This design comes from an exercise in tuning for small area on the open sky130 flow, not from production work.
Where RTL was checked, it was by simulation tests only, not by an equivalence proof against the original.
The series may have gaps, and a smaller design here may also do less where the tests do not look.
The RTL of run 2 was laid out without a check of its function.

==> design/flow/design.v <==
`timescale 1ns / 1ps
module reset_synchronization (
    input wire clk,
    input wire rst_n,
    output reg rst_n_sync
);
reg upsample_data_in;
reg upsample_data_mid;
always @(posedge clk or negedge rst_n) begin
    if (!rst_n) begin
        rst_n_sync <= 0;
        upsample_data_mid <= 0;
        upsample_data_in <= 0;
    end else begin
        rst_n_sync <= upsample_data_mid;
        upsample_data_mid <= upsample_data_in;
        upsample_data_in <= 1'b1;
    end
end
endmodule
`timescale 1ns / 1ps
module upsampler(
		 input wire	  clk,
		 input wire	  rst_n,
		 input wire       new_symbol,
		 input wire [3:0] input_data,
		 input wire [3:0] sample_rate,
		 output reg [3:0] output_data
		 );
   reg [3:0] output_data_next;
   reg [3:0] sample_count_next;
   reg	     state_next;
   reg [3:0] sample_count_current;
   reg	     state_current;
   reg [3:0] sample_rate_q;
   parameter S0_IDLE = 1'b0;
   parameter S1_SAMPLING = 1'b1;
   parameter ZERO_PAD = 4'b0000;
   always @(posedge clk or negedge rst_n)
     begin
	if(rst_n == 1'b0)begin
	   output_data <= 4'd0;
	   sample_count_current <= 4'd0;
	   state_current <= S0_IDLE;
	end else begin
	   sample_rate_q <= sample_rate;
	   output_data <= output_data_next;
	   sample_count_current <= sample_count_next;
	   state_current <= state_next;
	end
     end
   always @(*)
     begin
	output_data_next = output_data;
	state_next = state_current;
	sample_count_next = sample_count_current;
	case(state_current)
	  S0_IDLE: begin
	     if(new_symbol == 1'b1)begin
		state_next = S1_SAMPLING;
	     end
	  end
	  S1_SAMPLING: begin
	     sample_count_next = sample_count_current + 1'b1;
	     if(sample_count_current == sample_rate_q-1)begin
		state_next = S0_IDLE;
		sample_count_next = 4'd0;		
	     end else if(sample_count_current == 4'd0)begin
		output_data_next = input_data;
	     end else begin
		output_data_next = ZERO_PAD;
	     end
	  end  
	endcase  
     end  
endmodule  
`timescale 1ns /1ps
module dsp_slice(
		 input wire clk,
		 input wire signed [3:0] sample_in,
		 input wire signed [11:0] accum_in,
		 input wire signed [7:0] coeff_in,
		 output wire signed [3:0] sample_out,
		 output wire signed [11:0] accum_out
		 );
   reg signed [3:0] 			   sample_delay0;
   reg signed [3:0] 			   sample_delay1;
   reg signed [11:0] 			   mult_out;
   reg signed [11:0]                       accum;
   assign sample_out = sample_delay1;
   assign accum_out  = accum;
    always @(posedge clk)
      begin
	 sample_delay0 <= sample_in;
	 sample_delay1 <= sample_delay0;
	 mult_out      <= sample_delay1 * coeff_in;
	 accum         <= accum_in + mult_out;         
    end
endmodule
`timescale 1ns /1ps
module coeff_memory(
		 input wire 		  clk,
		 input wire signed [7:0]  coeff_in,
		 input wire [6:0] 	  coeff_addr,
		 input wire 		  coeff_write,
		 output wire signed [7:0] coeff_out0,
		 output wire signed [7:0] coeff_out1,
		 output wire signed [7:0] coeff_out2,
		 output wire signed [7:0] coeff_out3,
		 output wire signed [7:0] coeff_out4,
		 output wire signed [7:0] coeff_out5,
		 output wire signed [7:0] coeff_out6,
		 output wire signed [7:0] coeff_out7,
		 output wire signed [7:0] coeff_out8,
		 output wire signed [7:0] coeff_out9,
		 output wire signed [7:0] coeff_out10,
		 output wire signed [7:0] coeff_out11,
		 output wire signed [7:0] coeff_out12,
		 output wire signed [7:0] coeff_out13,
		 output wire signed [7:0] coeff_out14,
		 output wire signed [7:0] coeff_out15,
		 output wire signed [7:0] coeff_out16,
		 output wire signed [7:0] coeff_out17,
		 output wire signed [7:0] coeff_out18,
		 output wire signed [7:0] coeff_out19,
		 output wire signed [7:0] coeff_out20,
		 output wire signed [7:0] coeff_out21,
		 output wire signed [7:0] coeff_out22,
		 output wire signed [7:0] coeff_out23,
		 output wire signed [7:0] coeff_out24,
		 output wire signed [7:0] coeff_out25,
		 output wire signed [7:0] coeff_out26,
		 output wire signed [7:0] coeff_out27,
		 output wire signed [7:0] coeff_out28,
		 output wire signed [7:0] coeff_out29,
                 output wire signed [7:0] coeff_out30,
		 output wire signed [7:0] coeff_out31,
		 output wire signed [7:0] coeff_out32,
		 output wire signed [7:0] coeff_out33,
		 output wire signed [7:0] coeff_out34,
		 output wire signed [7:0] coeff_out35,
		 output wire signed [7:0] coeff_out36,
		 output wire signed [7:0] coeff_out37,
		 output wire signed [7:0] coeff_out38,
		 output wire signed [7:0] coeff_out39,
		 output wire signed [7:0] coeff_out40,
		 output wire signed [7:0] coeff_out41,
		 output wire signed [7:0] coeff_out42,
		 output wire signed [7:0] coeff_out43,
		 output wire signed [7:0] coeff_out44,
		 output wire signed [7:0] coeff_out45,
		 output wire signed [7:0] coeff_out46,
		 output wire signed [7:0] coeff_out47,
		 output wire signed [7:0] coeff_out48,
		 output wire signed [7:0] coeff_out49,
		 output wire signed [7:0] coeff_out50,
		 output wire signed [7:0] coeff_out51,
		 output wire signed [7:0] coeff_out52,
		 output wire signed [7:0] coeff_out53,
		 output wire signed [7:0] coeff_out54,
		 output wire signed [7:0] coeff_out55,
		 output wire signed [7:0] coeff_out56,
		 output wire signed [7:0] coeff_out57,
		 output wire signed [7:0] coeff_out58,
		 output wire signed [7:0] coeff_out59,
		 output wire signed [7:0] coeff_out60,
		 output wire signed [7:0] coeff_out61,
		 output wire signed [7:0] coeff_out62,
		 output wire signed [7:0] coeff_out63,
		 output wire signed [7:0] coeff_out64,
		 output wire signed [7:0] coeff_out65,
		 output wire signed [7:0] coeff_out66,
		 output wire signed [7:0] coeff_out67,
		 output wire signed [7:0] coeff_out68,
		 output wire signed [7:0] coeff_out69,
		 output wire signed [7:0] coeff_out70
		 );
   reg signed [7:0] coeff_internal[0:70];
   always @(posedge clk)
     begin
	if (coeff_write == 1'b1) begin
	   coeff_internal[coeff_addr] <= coeff_in;
	end
     end
   assign coeff_out0 = coeff_internal[0];
   assign coeff_out1 = coeff_internal[1];
   assign coeff_out2 = coeff_internal[2];
   assign coeff_out3 = coeff_internal[3];
   assign coeff_out4 = coeff_internal[4];
   assign coeff_out5 = coeff_internal[5];
   assign coeff_out6 = coeff_internal[6];
   assign coeff_out7 = coeff_internal[7];
   assign coeff_out8 = coeff_internal[8];
   assign coeff_out9 = coeff_internal[9];
   assign coeff_out10 = coeff_internal[10];
   assign coeff_out11 = coeff_internal[11];
   assign coeff_out12 = coeff_internal[12];
   assign coeff_out13 = coeff_internal[13];
   assign coeff_out14 = coeff_internal[14];
   assign coeff_out15 = coeff_internal[15];
   assign coeff_out16 = coeff_internal[16];
   assign coeff_out17 = coeff_internal[17];
   assign coeff_out18 = coeff_internal[18];
   assign coeff_out19 = coeff_internal[19];
   assign coeff_out20 = coeff_internal[20];
   assign coeff_out21 = coeff_internal[21];
   assign coeff_out22 = coeff_internal[22];
   assign coeff_out23 = coeff_internal[23];
   assign coeff_out24 = coeff_internal[24];
   assign coeff_out25 = coeff_internal[25];
   assign coeff_out26 = coeff_internal[26];
   assign coeff_out27 = coeff_internal[27];
   assign coeff_out28 = coeff_internal[28];
   assign coeff_out29 = coeff_internal[29];
   assign coeff_out30 = coeff_internal[30];
   assign coeff_out31 = coeff_internal[31];
   assign coeff_out32 = coeff_internal[32];
   assign coeff_out33 = coeff_internal[33];
   assign coeff_out34 = coeff_internal[34];
   assign coeff_out35 = coeff_internal[35];
   assign coeff_out36 = coeff_internal[36];
   assign coeff_out37 = coeff_internal[37];
   assign coeff_out38 = coeff_internal[38];
   assign coeff_out39 = coeff_internal[39];
   assign coeff_out40 = coeff_internal[40];
   assign coeff_out41 = coeff_internal[41];
   assign coeff_out42 = coeff_internal[42];
   assign coeff_out43 = coeff_internal[43];
   assign coeff_out44 = coeff_internal[44];
   assign coeff_out45 = coeff_internal[45];
   assign coeff_out46 = coeff_internal[46];
   assign coeff_out47 = coeff_internal[47];
   assign coeff_out48 = coeff_internal[48];
   assign coeff_out49 = coeff_internal[49];
   assign coeff_out50 = coeff_internal[50];
   assign coeff_out51 = coeff_internal[51];
   assign coeff_out52 = coeff_internal[52];
   assign coeff_out53 = coeff_internal[53];
   assign coeff_out54 = coeff_internal[54];
   assign coeff_out55 = coeff_internal[55];
   assign coeff_out56 = coeff_internal[56];
   assign coeff_out57 = coeff_internal[57];
   assign coeff_out58 = coeff_internal[58];
   assign coeff_out59 = coeff_internal[59];
   assign coeff_out60 = coeff_internal[60];
   assign coeff_out61 = coeff_internal[61];
   assign coeff_out62 = coeff_internal[62];
   assign coeff_out63 = coeff_internal[63];
   assign coeff_out64 = coeff_internal[64];
   assign coeff_out65 = coeff_internal[65];
   assign coeff_out66 = coeff_internal[66];
   assign coeff_out67 = coeff_internal[67];
   assign coeff_out68 = coeff_internal[68];
   assign coeff_out69 = coeff_internal[69];
   assign coeff_out70 = coeff_internal[70];
endmodule
`timescale 1ns /1ps
module fir_filter(
		  input wire 		    clk,
		  input wire signed [3:0]   sample_in,
		  input wire 		    coeff_write,
		  input wire signed [7:0]   coeff_in,
		  input wire [6:0] 	    coeff_addr,
		  output wire signed [11:0] fir_out
		  );
   wire signed [3:0] 				    sample_internal [0:71];
   wire signed [11:0] 				    accum_internal [0:71];
   wire signed [7:0] 				    coeff [0:70];
   genvar 				    i;
   assign sample_internal[0] = sample_in;
   assign accum_internal[0] = 12'h000;
   assign fir_out = accum_internal[71];
   generate for (i = 0; i < 71; i = i + 1)
     begin: GEN_SLICE
	dsp_slice u_fir_slice(
			      .clk(clk),
			      .sample_in(sample_internal[i]),
			      .accum_in(accum_internal[i]),
			      .coeff_in(coeff[i]),
			      .sample_out(sample_internal[i+1]),
			      .accum_out(accum_internal[i+1])
			      );
     end
   endgenerate
   coeff_memory u_coeff_memory(
			       .clk(clk),
			       .coeff_in(coeff_in),
			       .coeff_addr(coeff_addr),
			       .coeff_write(coeff_write),
			       .coeff_out0(coeff[0]),
			       .coeff_out1(coeff[1]),
			       .coeff_out2(coeff[2]),
			       .coeff_out3(coeff[3]),
			       .coeff_out4(coeff[4]),
			       .coeff_out5(coeff[5]),
			       .coeff_out6(coeff[6]),
			       .coeff_out7(coeff[7]),
			       .coeff_out8(coeff[8]),
			       .coeff_out9(coeff[9]),
			       .coeff_out10(coeff[10]),
			       .coeff_out11(coeff[11]),
			       .coeff_out12(coeff[12]),
			       .coeff_out13(coeff[13]),
			       .coeff_out14(coeff[14]),
			       .coeff_out15(coeff[15]),
			       .coeff_out16(coeff[16]),
			       .coeff_out17(coeff[17]),
			       .coeff_out18(coeff[18]),
			       .coeff_out19(coeff[19]),
			       .coeff_out20(coeff[20]),
			       .coeff_out21(coeff[21]),
			       .coeff_out22(coeff[22]),
			       .coeff_out23(coeff[23]),
			       .coeff_out24(coeff[24]),
			       .coeff_out25(coeff[25]),
			       .coeff_out26(coeff[26]),
			       .coeff_out27(coeff[27]),
			       .coeff_out28(coeff[28]),
			       .coeff_out29(coeff[29]),
			       .coeff_out30(coeff[30]),
			       .coeff_out31(coeff[31]),
			       .coeff_out32(coeff[32]),
			       .coeff_out33(coeff[33]),
			       .coeff_out34(coeff[34]),
			       .coeff_out35(coeff[35]),
			       .coeff_out36(coeff[36]),
			       .coeff_out37(coeff[37]),
			       .coeff_out38(coeff[38]),
			       .coeff_out39(coeff[39]),
			       .coeff_out40(coeff[40]),
			       .coeff_out41(coeff[41]),
			       .coeff_out42(coeff[42]),
			       .coeff_out43(coeff[43]),
			       .coeff_out44(coeff[44]),
			       .coeff_out45(coeff[45]),
			       .coeff_out46(coeff[46]),
			       .coeff_out47(coeff[47]),
			       .coeff_out48(coeff[48]),
			       .coeff_out49(coeff[49]),
			       .coeff_out50(coeff[50]),
			       .coeff_out51(coeff[51]),
			       .coeff_out52(coeff[52]),
			       .coeff_out53(coeff[53]),
			       .coeff_out54(coeff[54]),
			       .coeff_out55(coeff[55]),
			       .coeff_out56(coeff[56]),
			       .coeff_out57(coeff[57]),
			       .coeff_out58(coeff[58]),
			       .coeff_out59(coeff[59]),
			       .coeff_out60(coeff[60]),
			       .coeff_out61(coeff[61]),
			       .coeff_out62(coeff[62]),
			       .coeff_out63(coeff[63]),
			       .coeff_out64(coeff[64]),
			       .coeff_out65(coeff[65]),
			       .coeff_out66(coeff[66]),
			       .coeff_out67(coeff[67]),
			       .coeff_out68(coeff[68]),
			       .coeff_out69(coeff[69]),
			       .coeff_out70(coeff[70])
			       );
endmodule			       
`timescale 1ns / 1ps
module TopModule(
    input clk,
    input rst_n,				
    input wire [3:0] sample_rate,
    input [3:0] data_in,     	 
    input coeff_write,
    input [7:0] coeff_in, 		 
    input [6:0] coeff_addr,
    input wire new_symbol, 		
    output wire [11:0] data_out,   
    output reg data_out_valid     
);
    wire [3:0] upsampler_out;
	wire [11:0] filter_out;
    wire rst_n_sync_wire;
    parameter LATENCY = 144;
    reg [7:0] counter;
    reg [7:0] counter_next;
    reg data_out_valid_next;
    reset_synchronization rst(.clk(clk),
                            .rst_n(rst_n),
                            .rst_n_sync(rst_n_sync_wire)
    );
	upsampler u_upsampler(
		.clk(clk),
		.rst_n(rst_n_sync_wire),
		.sample_rate(sample_rate),
		.new_symbol(new_symbol),
		.input_data(data_in),
		.output_data(upsampler_out)
	);
    fir_filter u_fir_filter(
        .clk(clk),
		.sample_in(upsampler_out),
        .coeff_write(coeff_write),
        .coeff_in(coeff_in),
        .coeff_addr(coeff_addr),
        .fir_out(filter_out)
    );
  always @(posedge clk or negedge rst_n_sync_wire) begin
    if (!rst_n_sync_wire) begin
        counter <= 0;
        data_out_valid <= 0;
    end else begin
        counter <= counter_next;
        data_out_valid <= data_out_valid_next;
    end
end
	always @(*) begin
		data_out_valid_next = data_out_valid;
		counter_next = counter;
		if(data_in) begin
			counter_next = counter + 1'b1;
		end
		if (counter < LATENCY) begin
			data_out_valid_next = 0;
		end
		else begin
			data_out_valid_next = 1'b1;
		end
	end
    assign data_out = filter_out;
endmodule
==> design/flow/run.sh <==
#!/bin/bash
# synth_recipe.tcl (not shown) runs the flow's synth.tcl, then flattens the netlist and writes it again
# the make line also repeats each setting of config.mk as NAME=value (left out here)
make -C /OpenROAD-flow-scripts/flow DESIGN_CONFIG=/design/flow/config.mk WORK_HOME=/design/flow/orfs CLKGATE_MAP_FILE= SYNTH_SCRIPT=/design/flow/synth_recipe.tcl finish
==> design/flow/config.mk <==
export PLATFORM = sky130hd
export DESIGN_NAME = TopModule
export DESIGN_NICKNAME = TopModule
export VERILOG_FILES = /design/flow/design.v
export SDC_FILE = /design/flow/constraint.sdc
export NUM_CORES = 4
export LEC_CHECK = 0
export CAP_MARGIN = 20
export CORE_MARGIN = 2
export CORE_UTILIZATION = 40
export SLEW_MARGIN = 20
==> design/flow/constraint.sdc <==
create_clock -name core_clock -period 6.0 [get_ports {clk}]
set_input_delay 1.2000 -clock core_clock [delete_from_list [all_inputs] [get_ports {clk}]]
set_output_delay 1.2000 -clock core_clock [all_outputs]
set_load 0.01 [all_outputs]
==> out/metrics.cfg, run 1 <==
[floorplan]
row_count = 241
dieArea_sq_mm = 0.439
die_h_um = 663

[placed_design]
dpl_worst_slack_ns = 1.73

[clock_tree]
clk_pin_slew_ns = 0.06
post_cts_buffers = 0
ctsResizeCount = 0
clk_path_buf_depth = 4
cts_tree = done
root_buffer = clkbuf_16
cts_made_buffers = 321

[sta]
layout_min_cycle_time_ns = 3.84
slew_headroom_pct = 27.8
rsz0062_at_grt = no
worstMarginPinSlew_ns = 1.08
setup_viol = 0
slew_viol_final = 0
fmax_ghz = 0.260
setup-tns-final_ns = 0
hold_viol = 0
period_share_pct = 64.0
hold_ws_ns = 0.313
skew_ns = 0.0319

[critical_path]
worstPathCellList = nand2b_1, fa_1, fa_1, inv_1, fa_1, ha_1, fa_1, a211oi_1, o21ai_0, a31oi_1, xnor2_1
path_class = reg2reg
r2r_slack_ns = 2.16
crit_fanout = 10
crit_buf_inv = 1
slowest_stage = dfxtp_1
end_kind = flop
crit_top_cell = fa_1

[synthesis]
ys.flop_type = dfxtp_1
yosysWarnings = 6
synth-edff-count = 572
ys_async_sr_fraction_pct = 0.733
syn_area_sq_mm = 0.174
yosys-top-cells-area = dfxtp_1 (26%), ha_1 (16%), fa_1 (15%), edfxtp_1 (9.9%), and2_1 (4.9%)

[global_routing]
grt_overflow = 0
grt_max_degree = 45

[worst_hold_path]
holdPathStages = 0
hp-class = reg2reg

[detailed_routing]
detail-route-antenna-nets = 0
drt_iter0_drc = 4878
dr.pass1.iters = 5

[layout]
syn2layout_area_growth_pct = 10.9

[outcome]
run_status = complete, no violations

-- run 1: placed cells by master, fill, tap and decap left out, types with 111 or more instances in the layout --
master     count
inv_1       1174
fa_1        1277
nand2b_1     280
o21ai_0      432
nand2_1      547
clkbuf_16    348
a31oi_1      159
dfxtp_1     2272
a211oi_1     226
and3_1       111
edfxtp_1     572
a21o_1       301
nor3_1       319
nor2_1       454
a21oi_1      509
o21bai_1     133
nor2b_1      477
o211ai_1     137
ha_1        2194
xnor2_1      950
o21a_1       130
and2_1      1352
xor2_1       402
-- run 1: cell type report --
class / instances / area, sq um / share of cell area (%)
clock buffer: 432 / 9260 / 4.82
inverter: 1178 / 4420 / 2.30
timing repair buffer: 64 / 588 / 0.306
sequential: 2865 / 63200 / 32.8
tap: 5710 / 7140 / 3.71
clock inverter: 164 / 1840 / 0.958
multi-input combinational: 11500 / 106000 / 55.1
antenna: 5 / 12.5 / 0.00650
-- run 1: layer usage --
metal / part of all wire [%] / vias up / global-route usage (%)
met2: 46 / 1127 / 25.6
met3: 3.0 / 477 / 1.59
met5: 0 / - / 0
met1: 49 / 51200 / 21.5
met4: 2.5 / 0 / 3.92
li1: - / 54700 / -
-- run 1: kinds of logic (layout without fill, tap and decap cells) --
family                   after synthesis  count (layout)  share of synthesized area, %
flip-flops                          2865            2865                          36.4
other                                  1               6                       0.00216
AND/OR/NAND/NOR                     3938            3938                          12.5
multiplexers                         113             113                         0.693
buffers and inverters               1188            1838                          2.57
AO/OA/AOI/OAI                       2601            2601                          10.4
adder cells (fa/ha/maj)             3471            3471                          30.6
XOR/XNOR                            1352            1352                          6.82
-- run 1: metrics by stage --
| step | instance area (sq um) | utilization [%] | std cells |
|---|---|---|---|
| 2_1_floorplan | 174000 | - | 15500 |
| 3_3_place_gp | 181000 | 42.0 | 21300 |
| 3_5_place_dp | 181000 | 42.0 | 21300 |
| 4_1_cts | 192000 | 44.6 | 21900 |
| 5_1_grt | 192000 | 44.6 | 21900 |
| 6_report | 192000 | 44.6 | 21900 |
-- run 1: worst register-to-register path, cell delays in order (launching register included) --
cell and delay [ns]:
dfxtp_1 0.55, nand2b_1 0.14, fa_1 0.49, fa_1 0.50, inv_1 0.05, fa_1 0.44, ha_1 0.25, fa_1 0.48
a211oi_1 0.32, o21ai_0 0.16, a31oi_1 0.24, xnor2_1 0.10
-- run 1: state kept, by name (all words and copies together) (netlist names) --
name                                              count
u_upsampler.output_data                               4
u_fir_filter.u_coeff_memory.coeff_internal          568
u_fir_filter.GEN_SLICE.u_fir_slice.mult_out         852
u_upsampler.state_current                             1
u_fir_filter.GEN_SLICE.u_fir_slice.sample_delay0    284
u_upsampler.sample_rate_q                             4
rst.upsample_data_in                                  1
u_fir_filter.GEN_SLICE.u_fir_slice.accum            852
u_fir_filter.GEN_SLICE.u_fir_slice.sample_delay1    284
counter                                               8
rst.rst_n_sync                                        1
u_upsampler.sample_count_current                      4
data_out_valid                                        1
rst.upsample_data_mid                                 1
-- run 1: worst max-delay path by stage --
stage                                                          end  slack, ns
3_5_place_dp      u_fir_filter.u_coeff_memory.coeff_internal[0][6]       1.73
5_1_grt        u_fir_filter.GEN_SLICE[38].u_fir_slice.mult_out[11]       1.88
3_3_place_gp     u_fir_filter.u_coeff_memory.coeff_internal[56][0]       1.74
6_report        u_fir_filter.GEN_SLICE[4].u_fir_slice.mult_out[11]       2.16
2_1_floorplan  u_fir_filter.GEN_SLICE[36].u_fir_slice.mult_out[11]       2.49
4_1_cts         u_fir_filter.GEN_SLICE[4].u_fir_slice.mult_out[11]       2.13
### Ports around the boundary, run 1

The bar under the picture is 200 um long. Pins as bars across the die edge, other pins in grey.
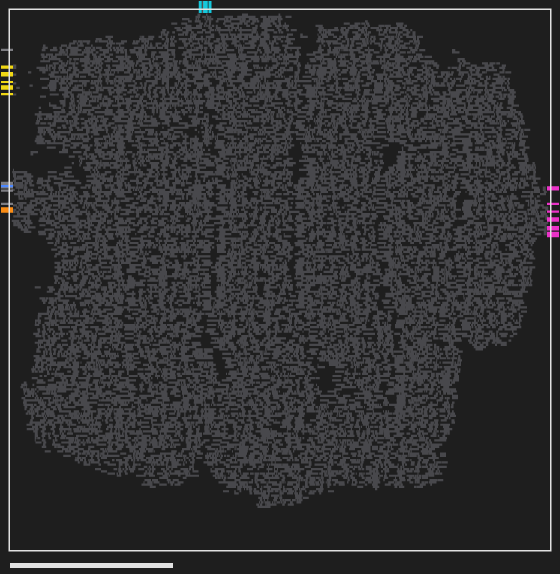
Key: blue = `rst_n` [pins 1, direction input, edge left]; magenta = `data_out` [pins 12, direction output, edge right]; cyan = `coeff_addr` [pins 7, direction input, edge top]; yellow = `coeff_in` [pins 8, direction input, edge left]; orange = `data_in` [pins 4, direction input, edge left]
All pins by edge: 20 left, 12 right, 8 top.

### Sequential cells grouped by signal name, run 1

The bar under the picture is 200 um long. Other sequential cells in the stronger grey, the rest of the logic in the fainter grey.
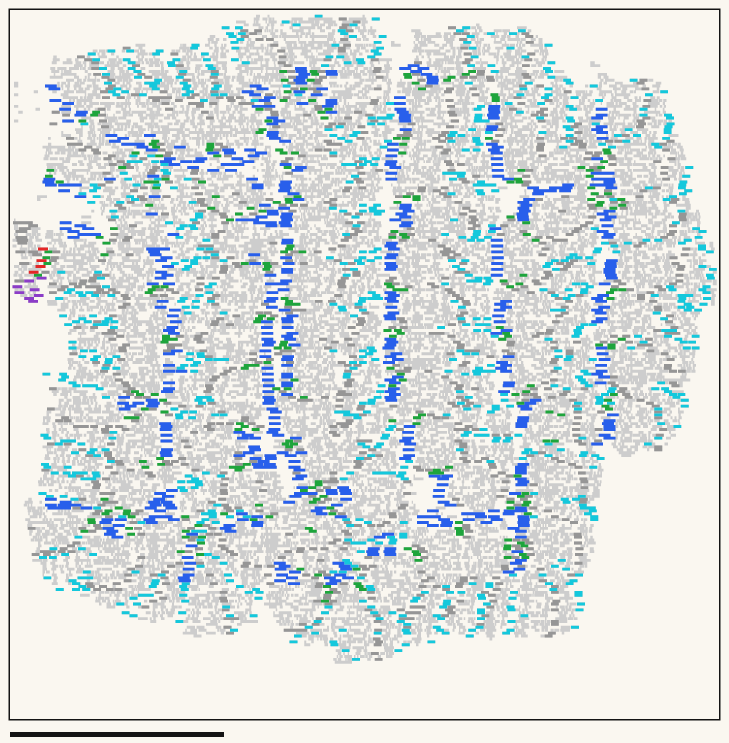
Key: purple = `counter` [flops 8, where left middle]; blue = `u_fir_filter.u_coeff_memory.coeff_internal` [flops 568]; red = `u_upsampler.output_data` [flops 4]; green = `u_fir_filter.GEN_SLICE.u_fir_slice.sample_delay0` [flops 284]; cyan = `u_fir_filter.GEN_SLICE.u_fir_slice.accum` [flops 852, where all over the die]
Another 1149 sequential cells are not coloured.
final core utilization: 44.6%
FF+latch area: 0.0632 sq mm
sequential share of cell area: 32.8%

### Wiring heat map, run 1

33 x 33 tiles, from dark purple (low) to yellow (high), scaled to the fullest tile. Values are wire area over tile area, all layers added.
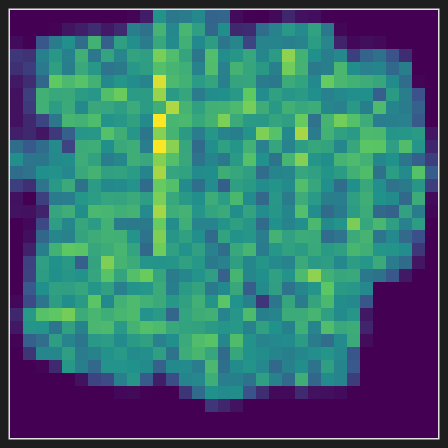
The fullest tile reaches 0.31. The emptiest ninth of the die: bottom right. 21% of the tiles are nearly empty.
Total GRT Usage: 15.4%
vias post-DR: 107000
routed len/inst: 15.5 um
final wirelength: 339 mm

### Cell area per tile, run 1

The bar under the picture is 200 um long. 33 x 33 tiles, from dark purple (low) to yellow (high), 0 to 100% covered.
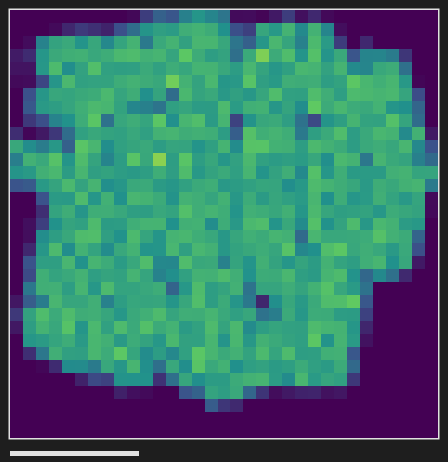
The fullest tile reaches 82%. 21% of the tiles are nearly empty. The mean over all tiles is 42%. The emptiest ninth of the die: bottom right. 0.40% of the tiles are over 75% full.
initial core utilization: 40.2%
Core Area: 0.432 sq mm

--- run 2: outline of the changes from run 1 ---
design/flow/design.v: 426 -> 6754 lines; modules unchanged: 1
  upsampler: edited, 55 -> 31 lines
  csa_fa: new, 10 lines
  coeff_memory: edited, 156 -> 15 lines
  fir_filter: edited, 105 -> 6629 lines
  TopModule: edited, 63 -> 44 lines
  removed: dsp_slice
==> module TopModule as of run 2 <==
module TopModule(
    input clk,
    input rst_n,
    input wire [3:0] sample_rate,
    input [3:0] data_in,
    input coeff_write,
    input [7:0] coeff_in,
    input [6:0] coeff_addr,
    input wire new_symbol,
    output wire [11:0] data_out,
    output reg data_out_valid
);
    parameter LATENCY = 144;
    wire [3:0] upsampler_out;
    wire rst_n_sync_wire;
    reg [7:0] counter;
    reset_synchronization rst(.clk(clk),
                              .rst_n(rst_n),
                              .rst_n_sync(rst_n_sync_wire));
    upsampler u_upsampler(
        .clk(clk),
        .rst_n(rst_n_sync_wire),
        .sample_rate(sample_rate),
        .new_symbol(new_symbol),
        .input_data(data_in),
        .output_data(upsampler_out));
    fir_filter u_fir_filter(
        .clk(clk),
        .sample_in(upsampler_out),
        .coeff_write(coeff_write),
        .coeff_in(coeff_in),
        .coeff_addr(coeff_addr),
        .fir_out(data_out));
    always @(posedge clk or negedge rst_n_sync_wire) begin
        if (!rst_n_sync_wire) begin
            counter <= 0;
            data_out_valid <= 0;
        end else begin
            if (data_in != 4'd0)
                counter <= counter + 8'd1;
            data_out_valid <= (counter >= LATENCY);
        end
    end
endmodule
==> module upsampler as of run 2 <==
module upsampler(
		 input wire	  clk,
		 input wire	  rst_n,
		 input wire       new_symbol,
		 input wire [3:0] input_data,
		 input wire [3:0] sample_rate,
		 output reg [3:0] output_data
		 );
   reg [3:0] sample_count;
   reg	     sampling;
   reg [3:0] sample_rate_q;
   wire last = (sample_rate_q != 4'd0) && (sample_count == sample_rate_q - 4'd1);
   always @(posedge clk)
     sample_rate_q <= sample_rate;
   always @(posedge clk or negedge rst_n)
     begin
	if (!rst_n) begin
	   output_data <= 4'd0;
	   sample_count <= 4'd0;
	   sampling <= 1'b0;
	end else if (!sampling) begin
	   sampling <= new_symbol;
	end else if (last) begin
	   sampling <= 1'b0;
	   sample_count <= 4'd0;
	end else begin
	   sample_count <= sample_count + 4'd1;
	   output_data <= (sample_count == 4'd0) ? input_data : 4'd0;
	end
     end
endmodule
==> module csa_fa as of run 2 <==
module csa_fa(
	      input wire  a,
	      input wire  b,
	      input wire  c,
	      output wire s,
	      output wire co
	      );
   assign s  = a ^ b ^ c;
   assign co = (a & b) | (a & c) | (b & c);
endmodule
==> module coeff_memory as of run 2 <==
module coeff_memory(
		    input wire 	       clk,
		    input wire [7:0]   coeff_in,
		    input wire [6:0]   coeff_addr,
		    input wire 	       coeff_write,
		    output reg [567:0] coeff_out
		    );
   genvar i;
   generate for (i = 0; i < 71; i = i + 1) begin: GEN_COEFF
      always @(posedge clk)
	if (coeff_write && coeff_addr == i)
	  coeff_out[8*i +: 8] <= coeff_in;
   end
   endgenerate
endmodule
--- a/design/flow/config.mk
+++ b/design/flow/config.mk
@@ -10,2 +10,3 @@
 export CORE_UTILIZATION = 40
 export SLEW_MARGIN = 20
+export SYNTH_HIERARCHICAL = 1
### Sequential cells grouped by signal name, run 2

The bar under the picture is 100 um long. Other sequential cells in the stronger grey, the rest of the logic in the fainter grey.
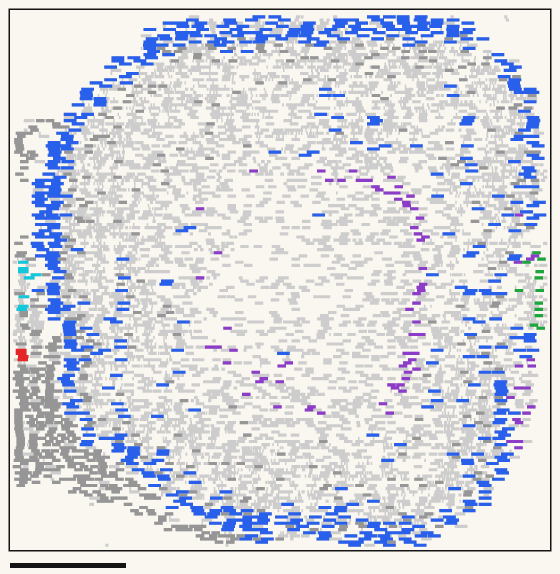
Key: red = `u_upsampler.output_data` [flops 4]; blue = `u_fir_filter.u_coeff_memory.coeff_out` [flops 568, where all over the die]; cyan = `counter` [flops 8, where left middle]; green = `u_fir_filter.fir_out` [flops 12, where right middle]; purple = `u_fir_filter.st` [flops 83]

### Ports around the boundary, run 2

The bar under the picture is 100 um long. Pins as bars across the die edge, other pins in grey.
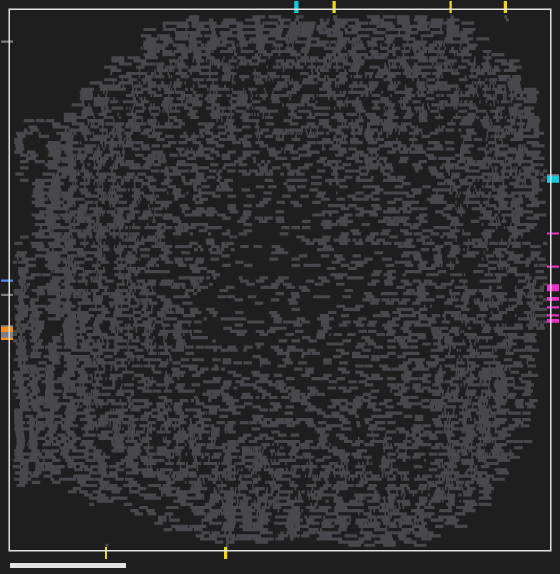
Key: cyan = `coeff_addr` [pins 7, direction input, edge 4 right, 3 top]; orange = `data_in` [pins 4, direction input, edge left]; blue = `rst_n` [pins 1, direction input, edge left]; yellow = `coeff_in` [pins 8, direction input, edge 5 top, 3 bottom]; magenta = `data_out` [pins 12, direction output, edge right]
All pins by edge: 17 right, 12 left, 8 top, 3 bottom.

### Cell area per tile, run 2

The bar under the picture is 100 um long. 23 x 23 tiles, from dark purple (low) to yellow (high), 0 to 100% covered.
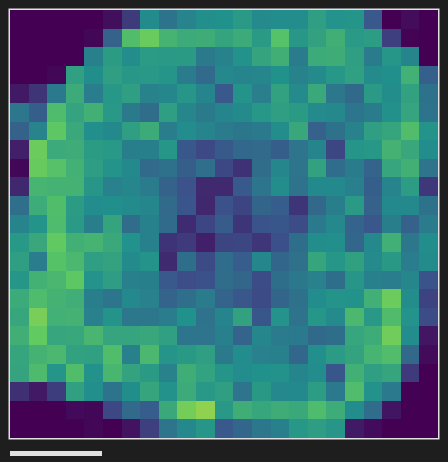
The emptiest ninth of the die: middle. The fullest tile reaches 83%. The densest ninth of the die: left middle. 1.9% of the tiles are over 75% full. The mean over all tiles is 42%. 7.8% of the tiles are nearly empty.

==> run 2 against run 1 <==
Now fails the layout checks on negative setup slack. First-iteration DRC count increased by 60%. Via count decreased by 50%. Global-route usage increased by 23 points. Utilization increased by 0.42 points. Cell count decreased by 57%. Clock skew increased by 0.029 ns.
==> out/metrics.cfg, run 2 <==
[critical_path]
path_class = reg2reg  ; unchanged
crit_fanout = 8  ; was 10

[outcome]
run_status = finished with violations  ; was complete, no violations
check.faults = negative setup slack

[global_routing]
grt_overflow = 0  ; unchanged
grt_max_degree = 42  ; was 45

[layout]
top_regs = u_fir_filter.dl: 568 flops, u_fir_filter.u_coeff_memory.coeff_out: 568 flops, u_fir_filter.st: 83 flops  ; was u_fir_filter.GEN_SLICE.u_fir_slice.accum: 852 flops, u_fir_filter.GEN_SLICE.u_fir_slice.mult_out: 852 flops, u_fir_filter.u_coeff_memory.coeff_internal: 568 flops
final-seq-area_sq_mm = 0.0309  ; was 0.0632 sq mm
final_cell_mix = nand2_1 (2280), fa_1 (2126), dfxtp_1 (667)  ; was dfxtp_1 (2272), ha_1 (2194), and2_1 (1352)
multi_input_area_sq_mm = 0.0536  ; was 0.106 sq mm

[sta]
slew_headroom_pct = 19.0  ; was 27.8%
hold_viol = 0  ; unchanged
slew_viol_final = 0  ; unchanged
layout_min_cycle_time_ns = 6.03  ; was 3.84 ns
worstMarginPinSlew_ns = 1.22  ; was 1.08 ns
setup_viol = 1  ; was 0
timing.final.ws_setup_ns = -0.0340  ; was 2.16 ns
skew_ns = 0.0610  ; was 0.0319 ns
hold_ws_ns = 0.296  ; was 0.313 ns

[clock_tree]
cts_tree = done  ; unchanged
clk_path_buf_depth = 3  ; was 4
ctsResizeCount = 0  ; unchanged
post_cts_buffers = 0  ; unchanged
cts_made_buffers = 146  ; was 321
root_buffer = clkbuf_16  ; unchanged

[detailed_routing]
avgRoutedWirePerCell_um = 43.7  ; was 15.5 um
dr.pass1.iters = 5  ; unchanged
wl_mm = 409  ; was 339 mm
detail-route-antenna-nets = 0  ; unchanged
drt_iter0_drc = 7812  ; was 4878
vias = 53900  ; was 107000

[floorplan]
initial_utilization_pct = 40.3  ; was 40.2%
row_count = 169  ; was 241
dieArea_sq_mm = 0.218  ; was 0.439 sq mm

[synthesis]
syn_area_sq_mm = 0.0857  ; was 0.174 sq mm
yosysWarnings = 11  ; was 6
synth-edff-count = 568  ; was 572
ys.flop_type = dfxtp_1  ; unchanged
ys_async_sr_fraction_pct = 1.67  ; was 0.733%
yosys-top-cells-area = fa_1 (50%), edfxtp_1 (20%), dfxtp_1 (16%), nand2_1 (10%), clkbuf_1 (1.3%)  ; was dfxtp_1 (26%), ha_1 (16%), fa_1 (15%), edfxtp_1 (9.9%), and2_1 (4.9%)

[worst_hold_path]
hp-class = reg2async  ; was reg2reg

[run 2: changes by cell type after synthesis, sizes merged, moves of 477 or more]
cell | before | now
nand2 | 550 | 2280
dfxtp | 2272 | 667
a21oi | 509 | 6
fa | 1277 | 2126
nor2b | 477 | 0
xnor2 | 950 | 128
inv | 1174 | 41
ha | 2194 | 16
and2 | 1352 | 0
o21ai | 484 | 2
[run 2: final timing paths]
kind                            slack, ns  cells after the start                     endpoint                  from
worst max register to register      -0.03                     14          u_fir_filter.st[24]  u_fir_filter.dl[287]
worst max-delay path                -0.03                     14          u_fir_filter.st[24]  u_fir_filter.dl[287]
worst min register to register       0.30                      0  u_upsampler.sample_count[3]        rst.rst_n_sync
worst min-delay path                 0.30                      0  u_upsampler.sample_count[3]        rst.rst_n_sync
max in group asynchronous            5.24                      0                   counter[1]        rst.rst_n_sync
min in group core_clock              0.32                      0         u_fir_filter.dl[258]  u_fir_filter.dl[254]
[run 2: Yosys stat by module (local to each module, per instance)]
| module | cells inside | copies in the design | area [sq um] | flops+latches |
|---|---|---|---|---|
| upsampler | 55 | 1 | 637 | 13 |
| fir_filter | 3410 | 1 | 24400 | 663 |
| csa_fa | 1 | 2125 | 20.0 | 0 |
| coeff_memory | 678 | 1 | 17700 | 568 |
| TopModule | 36 | 1 | 407 | 9 |
| reset_synchronization | 4 | 1 | 78.8 | 3 |
[run 2: final cells by class]
class	instances	area share, %
clock buffers	186	4.23
inverters	41	0.161
diodes	4	0.0105
flip-flops and latches	1256	32.3
well taps	2821	3.69
multi-input cells	4710	56.0
repair buffers	264	2.33
clock inverters	87	1.21
[run 2: per-stage QoR]
stage	setup TNS, ns	area, sq um	utilization, %	cells
global placement	0	90400	42.5	9092
global route	0	95600	45.0	9365
finish	-0.0340	95600	45.0	9369
detailed placement	0	90400	42.5	9092
floorplan	0	85700	-	6308
CTS	0	95600	45.0	9365
[run 2: layer usage]
metal  part of all wire, %  wire length, um  vias to the layer above  GRT usage, %
met1                    39           160000                    29600          51.7
met3                    11            43500                      798          11.1
met5                 0.042              170                        -             0
met2                    43           176000                     3837          55.3
li1                      -                -                    19700             -
met4                   7.3            30000                       24          22.2
[run 2: cell families after synthesis]
group / after synthesis / synth area share, %
other cells: 1 / 0.00437
xor+xnor: 150 / 1.55
compound gates: 23 / 0.207
buf+inv: 342 / 1.51
simple gates: 2393 / 10.8
fa+ha+maj: 2142 / 49.9
flops: 1256 / 36.1
mux: 1 / 0.0117
[run 2: worst max-delay path, stage by stage, from the launching register on]
cell	delay, ns
dfxtp_1	0.34
buf_4	0.31
nand2_1	0.32
fa_1	0.58
fa_1	0.59
fa_1	0.65
fa_1	0.53
fa_1	0.54
fa_1	0.42
fa_1	0.42
xnor2_1	0.15
xnor2_1	0.40
xnor2_1	0.17
xnor2_1	0.36
xnor2_1	0.11

-- what the ideal ports hide --
The flow's constraints put no driver on any port. The routed layouts listed below were extracted and timed again, unchanged, in two steps. Step 1 assumes that a clkbuf_16 drives the clock port and a buf_2 every other input. Step 2 moves the port delays by t, midway between the first and last clock arrival at a register: inputs arrive t later, outputs are due t later. That takes back most of the time a late clock gives input paths. Slacks: ideal ports / drivers / drivers and shift; pairs: ideal ports / drivers.
run | shift t [ns] | slack for setup (ns) | pins driven straight from the clock port
run 1 | 1.001 | 2.160 / 2.160 / 1.696 | 1
run 2 | 0.940 | -0.034 / -0.034 / -0.034 | 1
The setup slack of run 1, which loses most, moves by 0.000 ns with the drivers and by -0.464 ns with both steps.
